Background: an optimization exercise with open tools, aiming at small area, a short achievable clock period and few clock cycles. Do not read the settings as production practice. Function was checked by simulation only, so behaviour that the tests miss may differ from the original. No activity file was given, so power comes from the tool's default toggle rates.

==> flow/design.v <==
`default_nettype none
module Memory_Controller (
  input wire clk,
  input wire reset,
  output reg mem_opdone,
  output reg [3:0] sram_we,
  output reg sram_en,
  output reg [8-1:0] sram_addr,
  output reg [31:0] sram_data_i,
  input wire [31:0] sram_data_o,
  input wire [1:0] wbctrl_mem_op,
  input wire [8-1:0] wbctrl_mem_addr,
  input wire [31:0] wbctrl_mem_data,
  input wire [31:0] operation,
  input wire [1:0] mmul_mem_op,  
  input wire [31:0] mmul_data,
  input wire [8-1:0] mmul_addr,
  input wire [1:0] mconv_mem_op,  
  input wire [31:0] mconv_data,
  input wire [8-1:0] mconv_addr
);
  reg mem_read_wait;
  reg mem_write_wait;
  reg [1:0] mem_ctl_state;
  always @(posedge clk) begin
    if (reset) begin
      mem_opdone <= 0;
      sram_we <= 4'b0000;
      sram_en <= 0;
      mem_write_wait <= 0;
      mem_read_wait <= 0;
      sram_we <= 4'b0000;
      sram_en <= 0;
    end
    else if ( mem_read_wait ) begin
      if( sram_addr != sram_data_o ) begin
        mem_opdone <= 1;
        mem_read_wait  <= 0;
        sram_en <= 0;
        sram_we <= 4'b0000;
      end
    end
    else if ( mem_write_wait ) begin
      if( sram_data_i == sram_data_o ) begin
        mem_opdone <= 1;
        mem_write_wait  <= 0;
        sram_we <= 4'b0000;
        sram_en <= 0;
      end
    end
    else if ( mem_opdone ) begin
      mem_opdone <= 0;
    end
    else if (! mem_opdone ) begin
      if ( wbctrl_mem_op == 2'b01 ) begin  
          sram_we <= 4'b0000;
          sram_en <= 1;
          sram_addr <= wbctrl_mem_addr;
          mem_read_wait <= 1;
      end
      else if ( wbctrl_mem_op == 2'b11 ) begin  
          sram_we <= 4'b1111;
          sram_en <= 1;
          sram_addr <= wbctrl_mem_addr;
          sram_data_i <= wbctrl_mem_data;
          mem_write_wait <= 1;
      end
      else begin
        case ( operation )  
          31'h1: begin  
            case (mmul_mem_op)
              2'b01: begin  
                sram_en <= 1;
                sram_addr <= mmul_addr[8-1:0];
                mem_read_wait <= 1;
              end
              2'b11: begin  
                sram_we <= 4'b1111;
                sram_en <= 1;
                sram_addr <= mmul_addr[8-1:0];
                sram_data_i <= mmul_data;
                mem_write_wait <= 1;
              end
            endcase
          end
          31'h2: begin  
            case (mconv_mem_op)
              2'b01: begin  
                sram_en <= 1;
                sram_addr <= mconv_addr[8-1:0];
                mem_read_wait <= 1;
              end
              2'b11: begin  
                sram_we <= 4'b1111;
                sram_en <= 1;
                sram_addr <= mconv_addr[8-1:0];
                sram_data_i <= mconv_data;
                mem_write_wait <= 1;
              end
            endcase
          end
        endcase
      end
    end
  end
endmodule
module Wishbone_Slave_Controller
#(
  parameter ADDR_OFFSET = 32'h3200_0000
)
(
  input wire         wb_clk_i,
  input wire         wb_rst_i,
  input wire         wb_stb_i,  
  input wire         wb_cyc_i,
  input wire         wb_we_i,
  input wire [3:0]   wb_sel_i,
  input wire [31:0]  wb_adr_i,
  input wire [31:0]  wb_data_i,
  output reg         wb_ack_o,  
  output reg [31:0]  wb_data_o,
  input wire mem_opdone,
  input wire finished,
  output reg [31:0] status,
  output reg [31:0] operation,
  output reg [1:0] wbctrl_mem_op,  
  output reg [8-1:0] wbctrl_mem_addr,
  output reg [31:0] wbctrl_mem_data,
  output wire clk,
  output wire reset,
  input wire [31:0] sram_data,
  input  [127:0] la_data_in,
  output [127:0] la_data_out,  
  input  [127:0] la_oenb,
  input  [15:0] io_in,
  output [15:0] io_out,
  output [15:0] io_oeb,
  output [2:0] irq
);
  assign reset = wb_rst_i;
  assign clk = wb_clk_i;
  assign la_data_out = {{(127-64){1'b0}}, wbctrl_addr_buf, wbctrl_data_buf};
  assign io_out = {operation[1:0],{(15-2){1'b0}}};
  assign irq = 3'b000;	 
  wire rst;
  assign rst = (~la_oenb[65]) ? la_data_in[65]: wb_rst_i;
  assign io_oeb = {(15){rst}};
  integer wb_state;
  reg [31:0] wbctrl_addr_buf;
  reg [31:0] wbctrl_data_buf;
  localparam IDLE = 0;
  localparam WRITE = 1;
  localparam READ = 2;
  localparam WAIT_READ = 3;
  localparam WAIT_READ_DONE = 4;
  localparam WAIT_WRITE_DONE = 5;
  localparam READ_DONE = 6;
  localparam WRITE_DONE = 7;
  always @(posedge clk) begin
    if (reset) begin
      wb_state <= IDLE;
      wb_ack_o <= 1'b0;
      wb_data_o <= 32'b0;
      wbctrl_mem_op <= 2'b00;
      wbctrl_mem_addr <= 8'b0;
      wbctrl_mem_data <= 32'b0;
      wbctrl_addr_buf <= 32'b0;
      wbctrl_data_buf <= 32'b0;
      status <= 0;
      operation <= 0;
    end
    else if (finished) begin
      status <= 0;
    end
    else begin
      case (wb_state)
        IDLE: begin  
          wb_ack_o <= 1'b0;
          if (wb_cyc_i && wb_stb_i && !wb_ack_o) begin
            wbctrl_addr_buf <= wb_adr_i;
            wbctrl_data_buf <= wb_data_i;
            wb_data_o <= 32'h0000_0000;
            if (wb_we_i) begin  
              wb_state <= WRITE;  
            end else begin  
              wb_state <= READ;  
            end
          end
        end
        READ: begin  
          if( (wbctrl_addr_buf-ADDR_OFFSET) == 0) begin
            wb_data_o <= operation;
            wb_state <= READ_DONE;  
            wbctrl_mem_addr <= 8'b0;
          end
          else if( (wbctrl_addr_buf-ADDR_OFFSET) == 4 ) begin
            wb_data_o <= status;
            wb_state <= READ_DONE;  
            wbctrl_mem_addr <= 8'b0;
          end
          else begin
            wbctrl_mem_op <= 2'b01;
            wbctrl_mem_addr <= (wbctrl_addr_buf-ADDR_OFFSET)/4-2;
            wb_state <= WAIT_READ_DONE;  
          end
        end
        WRITE: begin  
          if( (wbctrl_addr_buf-ADDR_OFFSET) == 0 ) begin
            operation <= wbctrl_data_buf;
            wb_state <= WRITE_DONE;  
            wbctrl_mem_addr <= 8'b0;
          end
          else if( (wbctrl_addr_buf-ADDR_OFFSET) == 4 ) begin
            status <= wbctrl_data_buf;
            wb_state <= WRITE_DONE;  
            wbctrl_mem_addr <= 8'b0;
          end
          else begin
            wbctrl_mem_op <= 2'b11;
            wbctrl_mem_data <= wbctrl_data_buf;
            wbctrl_mem_addr <= (wbctrl_addr_buf-ADDR_OFFSET)/4-2;
            wb_state <= WAIT_WRITE_DONE;  
          end
        end
        WAIT_READ_DONE: begin  
          if ( mem_opdone ) begin
            wb_data_o <= sram_data;
            wbctrl_mem_op <= 2'b00;
            wb_state <= READ_DONE;  
          end
        end
        READ_DONE: begin  
          wb_ack_o <= 1'b1;
          wb_state <= IDLE;  
        end
        WAIT_WRITE_DONE: begin  
          if ( mem_opdone ) begin
            wbctrl_mem_op <= 2'b00;
            wb_state <= WRITE_DONE;  
          end
        end
        WRITE_DONE: begin  
          wb_ack_o <= 1'b1;
          wb_state <= IDLE;  
        end
      endcase
    end
  end
endmodule
module Control_Unit(
  input wire clk,
  input wire reset,
  input wire [31:0] status,
  input wire [31:0] operation,
  input wire matrix_mult_done,
  input wire matrix_conv_done,
  output reg multiplier_enable,
  output reg convolution_enable,
  output reg finished
);
  reg started;
  reg busy;
  always @(posedge clk) begin
    if (reset) begin
      busy <= 1'b0;
      started <= 1'b0;
      multiplier_enable <= 1'b0;
      convolution_enable <= 1'b0;
      finished <= 0;
    end
    else if ( started && busy ) begin
      started <= 0;
    end
    else if ( status == 32'h0000_0000 && finished ) begin
       finished <= 0;
    end
    else if ( !finished ) begin
      case ( operation )  
        31'h1: begin  
          if( matrix_mult_done && busy ) begin
            busy <= 1'b0;
            multiplier_enable <= 1'b0;  
            finished <= 1;  
          end
          else if ( status == 32'hffff_ffff ) begin
            busy <= 1'b1;  
            multiplier_enable <= 1'b1;  
            started <= 1'b1;
          end
        end
        31'h2: begin  
          if( matrix_conv_done && busy ) begin
            busy <= 1'b0;
            convolution_enable <= 1'b0;  
            finished <= 1;  
          end
          else if ( status == 32'hffff_ffff ) begin
            busy <= 1'b1;  
            convolution_enable <= 1'b1;  
            started <= 1'b1;
          end
        end
      endcase
    end
  end
endmodule
module Matrix_Multiplication (
  input wire         clk,
  input wire         reset,
  input wire         enable,
  input wire         mem_opdone,
  input wire [31:0] data_i,
  output reg [31:0] data_o,
  output reg [8-1:0]  addr_o,
  output reg [1:0]   mem_operation,  
  output reg         done
);
  reg [31:0] i;
  reg [31:0] j;
  reg [31:0] k;
  reg [31:0] state;
  reg [31:0] height_a;  
  reg [31:0] width_a;  
  reg [31:0] height_b;  
  reg [31:0] width_b;  
  wire [31:0] base_addr_a;
  wire [31:0] base_addr_b;
  wire [31:0] base_addr_c;
  assign base_addr_a = 32'h0000_0004;  
  assign base_addr_b = base_addr_a + height_a*width_a;
  assign base_addr_c = base_addr_b + height_b*width_b;
  reg [31:0] result_buffer;
  reg [31:0] operator1_buffer;
  reg [31:0] operator2_buffer;
  localparam START = 0;
  localparam FETCH_PARAMS = 1;
  localparam LOOP1 = 2;
  localparam LOOP2 = 3;
  localparam LOOP3 = 4;
  localparam LOAD_OPERATOR1 = 5;
  localparam LOAD_OPERATOR2 = 6;
  localparam PERFORM_OPERATION = 7;
  localparam WRITE_RESULT = 8;
  localparam FSM_DONE = 9;
  localparam IDLE = 10;
  always @(posedge clk) begin
    if (reset) begin
      state <= IDLE;
      height_a <= 0;
      width_a <= 0;
      height_b <= 0;
      width_b <= 0;
      mem_operation <= 2'b00;
      addr_o <= 0;
      data_o <= 0;
      i <= 0;
      j <= 0;
      k <= 0;
      done <= 1'b0;  
      result_buffer<= 0;
      operator1_buffer <= 0;
      operator2_buffer <= 0;
    end
    else begin
      case (state)
        START: begin
          state <= FETCH_PARAMS;
          i <= 0;
          j <= 0;
          k <= 0;
          height_a <= 0;
          width_a <= 0;
          height_b <= 0;
          width_b <= 0;
          addr_o <= 0;
          mem_operation <= 2'b00;
          data_o <= 0;
          done <= 0;
          result_buffer<= 0;
          operator1_buffer <= 0;
          operator2_buffer <= 0;
        end
        FETCH_PARAMS: begin
          if ( addr_o == 0 && mem_operation != 2'b01 ) begin
            mem_operation <= 2'b01;  
            addr_o <= 0;
          end
          else if ( addr_o < 5 ) begin
            if (mem_opdone) begin
              case (addr_o)
                0: width_a <= data_i;  
                1: height_a <= data_i;  
                2: width_b <= data_i;  
                3: height_b <= data_i;  
              endcase
              addr_o <= addr_o + 1;
            end
          end
          else begin
            state <= LOOP1;
            addr_o <= 0;
            mem_operation <= 2'b00;  
          end
        end
        LOOP1: begin  
          if (i < height_a) begin
            j <= 0;
            state <= LOOP2;
          end
          else begin
            state <= FSM_DONE;
          end
        end
        LOOP2: begin  
          if (j < width_b ) begin
            state <= LOOP3;
          end
          else begin
            state <= LOOP1;
            i <= i + 1;
          end
        end
        LOOP3: begin  
          if (k < width_a ) begin
            state <= LOAD_OPERATOR1;
          end
          else begin
            state <= WRITE_RESULT;
          end
        end
        LOAD_OPERATOR1: begin
          if ( addr_o == 0 ) begin
            mem_operation <= 2'b01;  
            addr_o <= base_addr_a+i*width_a+k;  
          end
          else if (mem_opdone) begin
            operator1_buffer <= data_i;
            state <= LOAD_OPERATOR2;
            mem_operation <= 2'b00;  
            addr_o <= 0;
          end
        end
        LOAD_OPERATOR2: begin
          if ( addr_o == 0 ) begin
            mem_operation <= 2'b01;  
            addr_o <= base_addr_b+k*width_b+j;  
          end
          else if (mem_opdone) begin
            operator2_buffer <= data_i;
            state <= PERFORM_OPERATION;
            mem_operation <= 2'b00;  
            addr_o <= 0;
          end
        end
        PERFORM_OPERATION: begin
          result_buffer <= result_buffer + operator1_buffer * operator2_buffer;
          state <= LOOP3;
          k <= k + 1;
        end
        WRITE_RESULT: begin
          if ( addr_o == 0 ) begin
            mem_operation <= 2'b11;  
            addr_o <= base_addr_c+i*width_b+j;
            data_o <= result_buffer;
            result_buffer <= 0;
            j <= j + 1;
          end
          else if (mem_opdone) begin
            state <= LOOP2;
            mem_operation <= 2'b00;  
            addr_o <= 0;
          end
          k <= 0;
        end
        FSM_DONE: begin
          done <= 1;
          if ( !enable ) begin
            state <= IDLE;  
          end
        end
        IDLE: begin
          done <= 0;
          if ( enable ) begin
            state <= START;  
          end
        end
      endcase
    end
  end
endmodule
module Matrix_Convolution (
  input wire         clk,
  input wire         reset,
  input wire         enable,
  input wire         mem_opdone,
  input wire [31:0]  data_i,
  output reg [31:0]  data_o,
  output reg [8-1:0]  addr_o,
  output reg [1:0]   mem_operation,  
  output reg         done
);
  reg [31:0] i;
  reg [31:0] j;
  reg [31:0] k;
  reg [31:0] l;
  reg [31:0] state;
  reg [31:0] width_matrix;  
  reg [31:0] height_matrix;  
  reg [31:0] width_filter;  
  reg [31:0] height_filter;  
  wire [31:0] base_addr_a;
  wire [31:0] base_addr_filter;
  wire [31:0] base_addr_result;
  assign base_addr_a = 32'h0000_0004;  
  assign base_addr_filter = base_addr_a + height_matrix*width_matrix;
  assign base_addr_result = base_addr_filter + height_filter*width_filter;
  reg [31:0] result_buffer;
  reg [31:0] operator1_buffer;
  reg [31:0] operator2_buffer;
  localparam START = 0;
  localparam FETCH_PARAMS = 1;
  localparam LOOP1 = 2;
  localparam LOOP2 = 3;
  localparam LOOP3 = 4;
  localparam LOOP4 = 5;
  localparam LOAD_OPERATOR1 = 6;
  localparam LOAD_OPERATOR2 = 7;
  localparam PERFORM_OPERATION = 8;
  localparam WRITE_RESULT = 9;
  localparam FSM_DONE = 10;
  localparam IDLE = 11;
  always @(posedge clk) begin
    if (reset) begin
      height_matrix <= 0;
      width_matrix <= 0;
      height_filter <= 0;
      width_filter <= 0;
      i <= 0;
      j <= 0;
      k <= 0;
      l <= 0;
      data_o <= 0;
      addr_o <= 0;;
      mem_operation <= 2'b00;
      done <= 0;
      state <= IDLE;
      result_buffer <= 0;
      operator1_buffer <= 0;
      operator2_buffer <= 0;
    end
    else begin
      case (state)
        START: begin
          state <= FETCH_PARAMS;
          height_matrix <= 0;
          width_matrix <= 0;
          height_filter <= 0;
          width_filter <= 0;
          i <= 0;
          j <= 0;
          k <= 1;
          l <= 2;
          height_matrix <= 0;
          width_matrix <= 0;
          height_filter <= 0;
          width_filter <= 0;
          addr_o <= 0;
          mem_operation <= 2'b00;
          data_o <= 0;
          done <= 0;
          result_buffer<= 0;
          operator1_buffer <= 0;
          operator2_buffer <= 0;
        end
        FETCH_PARAMS: begin
          if ( addr_o == 0 && mem_operation != 2'b01 ) begin
            mem_operation <= 2'b01;  
            addr_o <= 0;
          end
          else if ( addr_o < 5 ) begin
            if (mem_opdone) begin
              case (addr_o)
                0: width_matrix <= data_i;  
                1: height_matrix <= data_i;  
                2: width_filter <= data_i;  
                3: height_filter <= data_i;  
              endcase
              addr_o <= addr_o + 1;
            end
          end
          else begin
            state <= LOOP1;
            addr_o <= 0;
            mem_operation <= 2'b00;  
          end
        end
        LOOP1: begin  
          if (i < height_matrix - height_filter + 1) begin
            j <= 0;
            state <= LOOP2;
          end
          else begin
            state <= FSM_DONE;
          end
        end
        LOOP2: begin  
          if ( j < width_matrix - width_filter + 1) begin
            k <= 0;
            state <= LOOP3;
          end
          else begin
            state <= LOOP1;
            i <= i + 1;
          end
        end
        LOOP3: begin  
          if (k < height_filter) begin
            l <= 0;
            state <= LOOP4;
          end
          else begin
            state <= WRITE_RESULT;
          end
        end
        LOOP4: begin  
          if (l < width_filter) begin
            state <= LOAD_OPERATOR1;
          end
          else begin
            state <= LOOP3;
            k <= k + 1;
          end
        end
        LOAD_OPERATOR1: begin  
          if ( addr_o == 0 ) begin
            mem_operation <= 2'b01;  
            addr_o <= base_addr_a + (i+k)*width_matrix + (j+l);
          end
          else if (mem_opdone) begin
            operator1_buffer <= data_i;
            state <= LOAD_OPERATOR2;
            mem_operation <= 2'b00;  
            addr_o <= 0;
          end          
        end
        LOAD_OPERATOR2: begin  
          if ( addr_o == 0 ) begin
            mem_operation <= 2'b01;  
            addr_o <= base_addr_filter + k*width_filter + l;
          end
          else if (mem_opdone) begin
            operator2_buffer <= data_i;
            state <= PERFORM_OPERATION;
            mem_operation <= 2'b00;  
            addr_o <= 0;
          end
        end
        PERFORM_OPERATION: begin
          result_buffer <= result_buffer + operator1_buffer * operator2_buffer;
          l <= l + 1;
          state <= LOOP4;
        end
        WRITE_RESULT: begin
          if ( addr_o == 0 ) begin
            mem_operation <= 2'b11;  
            addr_o <= base_addr_result + i*(width_matrix-width_filter+1) + j;
            data_o <= result_buffer;
          end
          else if (mem_opdone) begin
            result_buffer <= 0;
            mem_operation <= 2'b00;  
            addr_o <= 0;
            state <= LOOP2;
            j <= j + 1;
          end
        end
        FSM_DONE: begin
          done <= 1;
          if ( !enable ) begin
            state <= IDLE;  
          end
        end
        IDLE: begin
          done <= 0;
          if ( enable ) begin
            state <= START;  
          end
        end
      endcase
    end
  end
endmodule
module AI_Accelerator_Top #(
  parameter ADDR_OFFSET = 32'h3200_0000
) (
  input wire         wb_clk_i,
  input wire         wb_rst_i,
  input wire         wbs_stb_i,  
  input wire         wbs_cyc_i,
  input wire         wbs_we_i,
  input wire [3:0]   wbs_sel_i,
  input wire [31:0]  wbs_adr_i,
  input wire [31:0]  wbs_dat_i,
  output wire         wbs_ack_o,  
  output wire [31:0]  wbs_dat_o,
  output wire [3:0]  ram_we0,
  output wire        ram_en0,
  output wire [8-1:0] ram_a0,
  output wire [31:0] ram_di0,
  input  wire [31:0] ram_do0
);
  wire clk;
  wire reset;
  wire [3:0] sram_we;
  wire sram_en;
  wire [8-1:0] sram_addr;
  wire [31:0] sram_data_i;
  wire [31:0] sram_data_o;
  assign ram_we0 = sram_we;
  assign ram_en0 = sram_en;
  assign ram_a0 = sram_addr;
  assign ram_di0 = sram_data_i;
  assign sram_data_o = ram_do0;
  wire [31:0] operation;
  wire [31:0] status;
  wire [1:0] wbctrl_mem_op;  
  wire [8-1:0] wbctrl_mem_addr;
  wire [31:0] wbctrl_mem_data;
  wire matrix_mult_done;  
  wire [31:0] mmul_data;
  wire [8-1:0] mmul_addr;
  wire [1:0] mmul_mem_op;  
  wire matrix_conv_done;  
  wire [31:0] mconv_data;
  wire [8-1:0] mconv_addr;
  wire [1:0] mconv_mem_op;  
  wire multiplier_enable;
  wire convolution_enable;
  wire finished;
  wire mem_opdone;
  Memory_Controller mem_ctrl (
    .clk(clk),
    .reset(reset),
    .mem_opdone(mem_opdone),
    .sram_we(sram_we),
    .sram_en(sram_en),
    .sram_addr(sram_addr),
    .sram_data_i(sram_data_i),
    .sram_data_o(sram_data_o),
    .wbctrl_mem_op(wbctrl_mem_op),
    .wbctrl_mem_addr(wbctrl_mem_addr),
    .wbctrl_mem_data(wbctrl_mem_data),
    .operation(operation),
    .mmul_mem_op(mmul_mem_op),
    .mmul_data(mmul_data),
    .mmul_addr(mmul_addr),
    .mconv_mem_op(mconv_mem_op),
    .mconv_data(mconv_data),
    .mconv_addr(mconv_addr)
  );
  Matrix_Multiplication matrix_mult (
    .clk(clk),
    .reset(reset),
    .enable(multiplier_enable),
    .done(matrix_mult_done),
    .addr_o(mmul_addr),
    .data_i(sram_data_o),
    .data_o(mmul_data),
    .mem_opdone(mem_opdone),
    .mem_operation(mmul_mem_op)
  );
  Matrix_Convolution matrix_conv (
    .clk(clk),
    .reset(reset),
    .enable(convolution_enable),
    .done(matrix_conv_done),
    .addr_o(mconv_addr),
    .data_i(sram_data_o),
    .data_o(mconv_data),
    .mem_opdone(mem_opdone),
    .mem_operation(mconv_mem_op)
  );
  Control_Unit ctrl_unit (
    .clk(clk),
    .reset(reset),
    .operation(operation),
    .status(status),
    .matrix_mult_done(matrix_mult_done),
    .matrix_conv_done(matrix_conv_done),
    .multiplier_enable(multiplier_enable),
    .convolution_enable(convolution_enable),
    .finished(finished)
  );
  wire [127:0] la_data_out_nc;
  wire [15:0] io_out_nc;
  wire [15:0] io_oeb_nc;
  wire [2:0] irq_nc;
  Wishbone_Slave_Controller #(ADDR_OFFSET) wb_slave_ctrl (
    .wb_clk_i(wb_clk_i),
    .wb_rst_i(wb_rst_i),
    .wb_stb_i(wbs_stb_i),
    .wb_cyc_i(wbs_cyc_i),
    .wb_we_i(wbs_we_i),
    .wb_sel_i(wbs_sel_i),
    .wb_adr_i(wbs_adr_i),
    .wb_data_i(wbs_dat_i),
    .wb_data_o(wbs_dat_o),
    .wb_ack_o(wbs_ack_o),
    .sram_data(sram_data_o),
    .finished(finished),
    .status(status),
    .operation(operation),
    .mem_opdone(mem_opdone),
    .wbctrl_mem_op(wbctrl_mem_op),
    .wbctrl_mem_addr(wbctrl_mem_addr),
    .wbctrl_mem_data(wbctrl_mem_data),
    .clk(clk),
    .reset(reset),
    .la_data_in(128'b0),
    .la_data_out(la_data_out_nc),
    .la_oenb({128{1'b1}}),
    .io_in(16'b0),
    .io_out(io_out_nc),
    .io_oeb(io_oeb_nc),
    .irq(irq_nc)
  );
endmodule
==> flow/run.sh <==
#!/bin/bash
# synth_recipe.tcl (not shown) runs the flow's synth.tcl, then flattens the netlist and writes it again
# the make line also repeats each setting of config.mk as NAME=value (left out here)
make -C /OpenROAD-flow-scripts/flow DESIGN_CONFIG=/design/flow/config.mk WORK_HOME=/design/flow/orfs CLKGATE_MAP_FILE= SYNTH_SCRIPT=/design/flow/synth_recipe.tcl finish
==> flow/config.mk <==
export PLATFORM = sky130hd
export DESIGN_NAME = AI_Accelerator_Top
export DESIGN_NICKNAME = AI_Accelerator_Top
export VERILOG_FILES = /design/flow/design.v
export SDC_FILE = /design/flow/constraint.sdc
export NUM_CORES = 8
export LEC_CHECK = 0
export CAP_MARGIN = 20
export CORE_MARGIN = 2
export CORE_UTILIZATION = 40
export SLEW_MARGIN = 20
==> flow/constraint.sdc <==
create_clock -name core_clock -period 10.0 [get_ports {wb_clk_i}]
set_input_delay 2.0000 -clock core_clock [delete_from_list [all_inputs] [get_ports {wb_clk_i}]]
set_output_delay 2.0000 -clock core_clock [all_outputs]
set_load 0.01 [all_outputs]
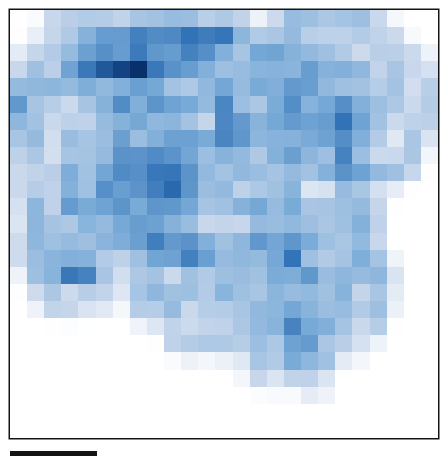
(signal metal coverage by tile)
Scale bar: 100 um. The die is cut into 25 by 25 equal tiles; white is low, dark blue is high, scaled to the fullest tile. Values are wire area over tile area, all layers added.
mean over tiles = 0.21
emptiest ninth of the die = lower left
fullest tile = 0.71

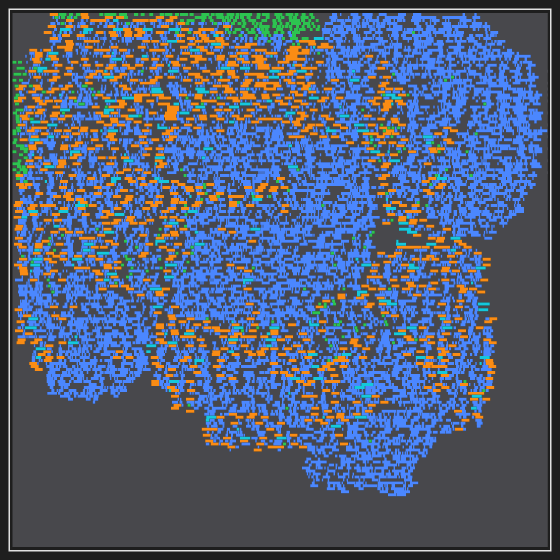
(placement by cell class)
Fill, decap, tap and diode cells in grey.
green -> other buffers and delay cells  # cells 350, share of their area 3.1%
orange -> flops  # cells 998, share of their area 20%
cyan -> clock drivers and dummy loads  # cells 214, share of their area 4.0%
blue -> combinational and other logic  # cells 9849, share of their area 73%

==> flow_summary_export.csv <==
group,metric,value,unit
placement,placed_area,100000,um^2
worst_hold_path,hold_class,"reg2reg",
yosys,netlist_instances,11500,
flow_run,drv_cap,0,
layout,drive_above_1_share,4.03,%
yosys,synth_seq_cells,998,
grt,use_met1,32.8,%
sta,final-hold-violation-count,0,
worst_hold_path,min_from,"matrix_conv.height_filter[14]$_SDFFE_PP0P_",
die,die-area,242000,um^2
layout,final_cell_mix,"nand2_1 (1733), inv_1 (1550), fa_1 (1077)",
sta,fin_skew,90.0,ps
run_status,status,"complete, no violations",
setup_path,reg2reg_to,"matrix_mult.result_buffer[31]$_SDFFE_PP0P_",
routing,antenna_left,0,
yosys,synth_top_family_by_area,"adder cells",
yosys,synth_most_common_cell,"nand2_1",
power,total_power,11.8,mW
layout,area_growth,9.17,%
sta,fmax,121,MHz
sta,timing.final.max_slew_violations,0,
routing,drt_iter0_drc,6955,
sta,min_period,8230,ps
clock_network,cts.sinks,998,
placement,dp_hpwl,230000,um
clock_network,htreeDepth,3,
routing,vias,79300,
power,p_leak,43.6,nW
layout,finalNonFillerCells,14600,
grt,grt-ovfl-total,0,
clock_network,cts_root_buf,"clkbuf_16",
setup_path,cp_data_arrival_time,8930,ps
worst_hold_path,holdPathStages,2,
clock_network,path_clk_slew,70,ps
yosys,synth_edf_count,40,
yosys,synth_compound_area_share,10.9,%
yosys,synth_top_area_share,22.6,%
routing,drc,0,
power,power_density,113,nW/um^2
grt,grt_max_degree,138,
die,core,238000,um^2
setup_path,rrSetupSlack,1770,ps
sta,layout_setup_ws,1770,ps
sta,slew_headroom,23.5,%
grt,busiest_layer,"met2",
sta,whs,453,ps
grt,grt_antenna_before_repair,8,
sta,setup_tns,0,ps
clock_network,clockBufferDepth,3,
layout,nets,13300,
layout,final_common_cell,"nand2_1",
routing,firstDrtPassIters,6,
setup_path,start_kind,"flip-flop",
sta,grt_setup_unrepaired,"no",
layout,fillers,23300,
power,max-vdd-ir-drop,0.183,mV
yosys,netlist_top_cells_count,"nand2_1 (1738), inv_1 (1550), fa_1 (1077)",
grt,met3_usage,4.61,%
yosys,syn-num-nets,13500,
grt,grt_pass1_vias,80200,
sta,period_share,82.3,%
yosys,syn_area,95400,um^2
yosys,synthMuxAreaShare,1.02,%
placement,dp.cells,14400,
setup_path,r2r-start,"matrix_mult.operator2_buffer[9]$_SDFFE_PP0P_",
clock_network,cts_tree,"done",
setup_path,cp_data_required_time,10700,ps
placement,port_buffers,178,
setup_path,worstSetupEndpointType,"flip-flop",
yosys,synth-seq-area-share,21.4,%
grt,gr-usage-all-layers,25.3,%
setup_path,worstPathMaxFanout,16,
clock_network,cts_made_buffers,113,
die,rows,179,
sta,setup_viol,0,
placement,gp_congestion,0.930,
yosys,yosys_warnings,5,
sta,worstMarginPinSlew,1150,ps
worst_hold_path,hold_end,"matrix_conv.height_filter[14]$_SDFFE_PP0P_",
clock_network,ctsResizeCount,0,
routing,routed_via_density,5.44,
yosys,async_flop_share,0,%
clock_network,clk_latency,800,ps
clock_network,postCtsSetupBuffers,0,
die,start_util,40.1,%
Testbench counts, summed over its fixed seeds: cycles 163,008.
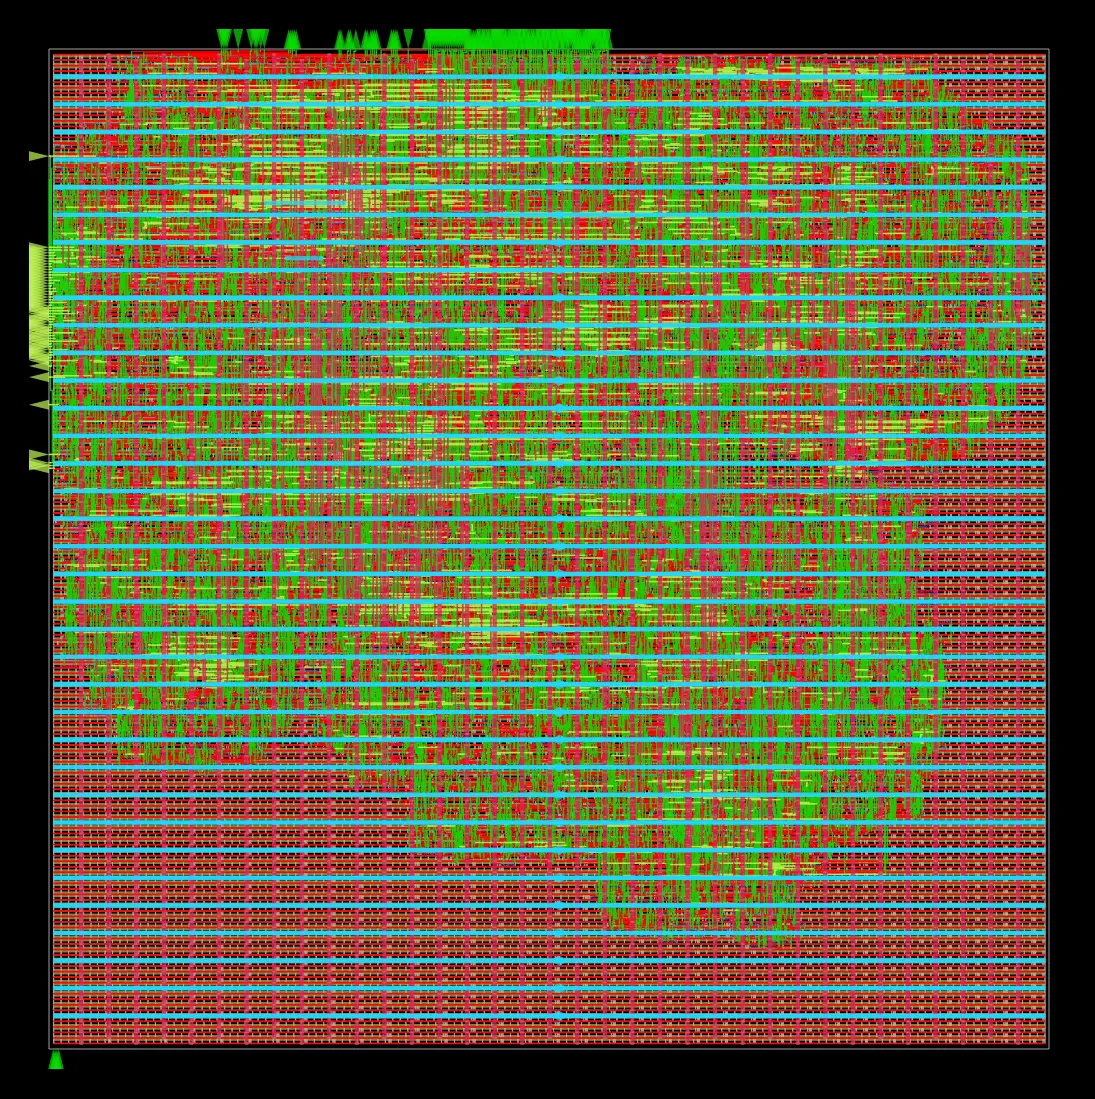
(top view of the die)
drt total wl: 309000 um
post-route cell area: 104000 um^2
Die Width: 492 um
io pins: 183
die height: 492 um

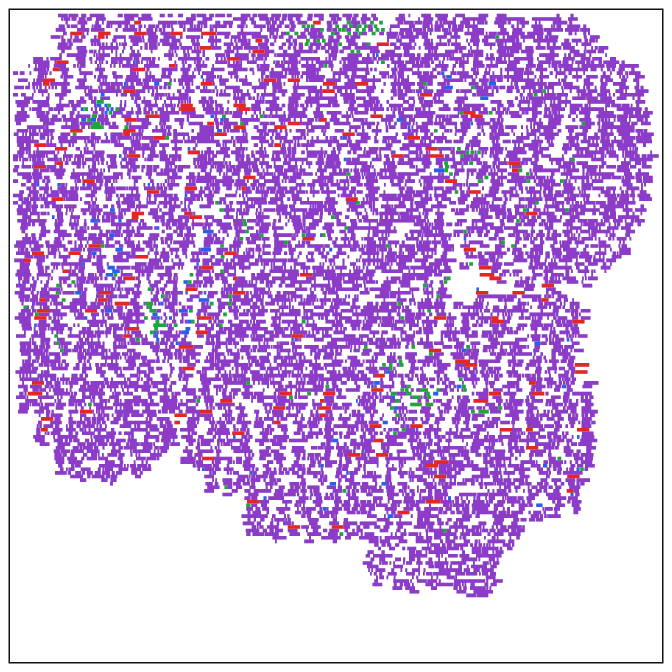
(drive-strength map)
red -> _6 and larger  # cells 162, share 1.4%
green -> _3 and _4 cells  # cells 192, share 1.7%
purple -> _0 and _1 cells  # cells 10951, share 96%
blue -> _2 cells  # cells 106, share 0.93%

-- power breakdown --
| part | total (mW) | switching, mW | internal [mW] | leakage [nW] |
|---|---|---|---|---|
| Combinational | 2.80 | 1.92 | 0.875 | 33.5 |
| Clock | 4.47 | 1.90 | 2.56 | 1.97 |
| Sequential | 4.51 | 0.310 | 4.20 | 8.10 |
-- how the worst max path moves through the flow --
| stage | slack [ps] | from | to |
|---|---|---|---|
| 3_3_place_gp | 1720 | matrix_mult.operator1_buffer[9]$_SDFFE_PP0P_ | matrix_mult.result_buffer[31]$_SDFFE_PP0P_ |
| 6_report | 1770 | matrix_mult.operator2_buffer[9]$_SDFFE_PP0P_ | matrix_mult.result_buffer[31]$_SDFFE_PP0P_ |
| 5_1_grt | 1350 | matrix_mult.operator2_buffer[1]$_SDFFE_PP0P_ | matrix_mult.result_buffer[31]$_SDFFE_PP0P_ |
| 4_1_cts | 1820 | matrix_conv.width_matrix[2]$_SDFFE_PP0P_ | matrix_conv.addr_o[7]$_SDFFE_PP0P_ |
| 2_1_floorplan | 2740 | matrix_mult.operator2_buffer[0]$_SDFFE_PP0P_ | matrix_mult.result_buffer[31]$_SDFFE_PP0P_ |
| 3_5_place_dp | 1850 | matrix_mult.operator2_buffer[1]$_SDFFE_PP0P_ | matrix_mult.result_buffer[31]$_SDFFE_PP0P_ |
-- critical path, stage by stage (launching register included) --
cell       delay, ps
dfxtp_1          880
buf_4            350
nand2_1          100
fa_1             390
inv_1             80
fa_1             430
fa_1             510
inv_1             50
fa_1             470
inv_1             50
fa_1             500
inv_1             60
fa_1             540
inv_1             60
fa_1             490
inv_1             50
fa_1             500
inv_1             60
ha_1             350
a21o_1           210
a21o_1           170
a21oi_1          190
o21ai_0          130
a2111oi_0        690
o31ai_1          260
a31oi_1          260
xnor2_1           90
a22o_1           190
-- final cells by class --
class                      count  area (um^2)  share of cell area [%]
clock buffer                 155         3270                    3.14
antenna                        7         17.5                  0.0168
sequential                   998        20400                    19.6
tap                         3167         3960                    3.80
timing repair buffer         350         3090                    2.97
clock inverter                59          717                   0.688
inverter                    1554         5830                    5.60
multi-input combinational   8295        66900                    64.2
-- routing by layer --
metal | routed length (um) | part of all wire, %
met2 | 141000 | 46
met4 | 16100 | 5.2
met1 | 128000 | 41
met3 | 24200 | 7.8
met5 | 54 | 0.017

-- re-timing with driven ports --
The flow's constraints put no driver on any port. The routed layout listed below was extracted and timed again, unchanged, in two steps. Step 1 sets driving cells, clkbuf_16 on the clock port and buf_2 on the other inputs (assumed; they add their load-dependent delay and slew). Step 2 adds t to the input delays and takes it off the output delays; t is the mean of the earliest and latest rising clock arrival at the registers after step 1. Input paths then give back, and output paths get back, about the clock's delay inside the block. Slacks: ideal / step 1 / step 2; pairs: ideal / step 1.
t (ns): 0.844
slack for setup (ns): 1.768 / 1.768 / 1.768
clock arrival spread, ns: 0.090 / 0.090
worst data-port slew with drivers (ns): 0.10
cell pins on the clock port's net: 1
After both steps setup and hold are still met in this run. The setup slack of this run moves by 0.000 ns with the drivers and by 0.000 ns with both steps.
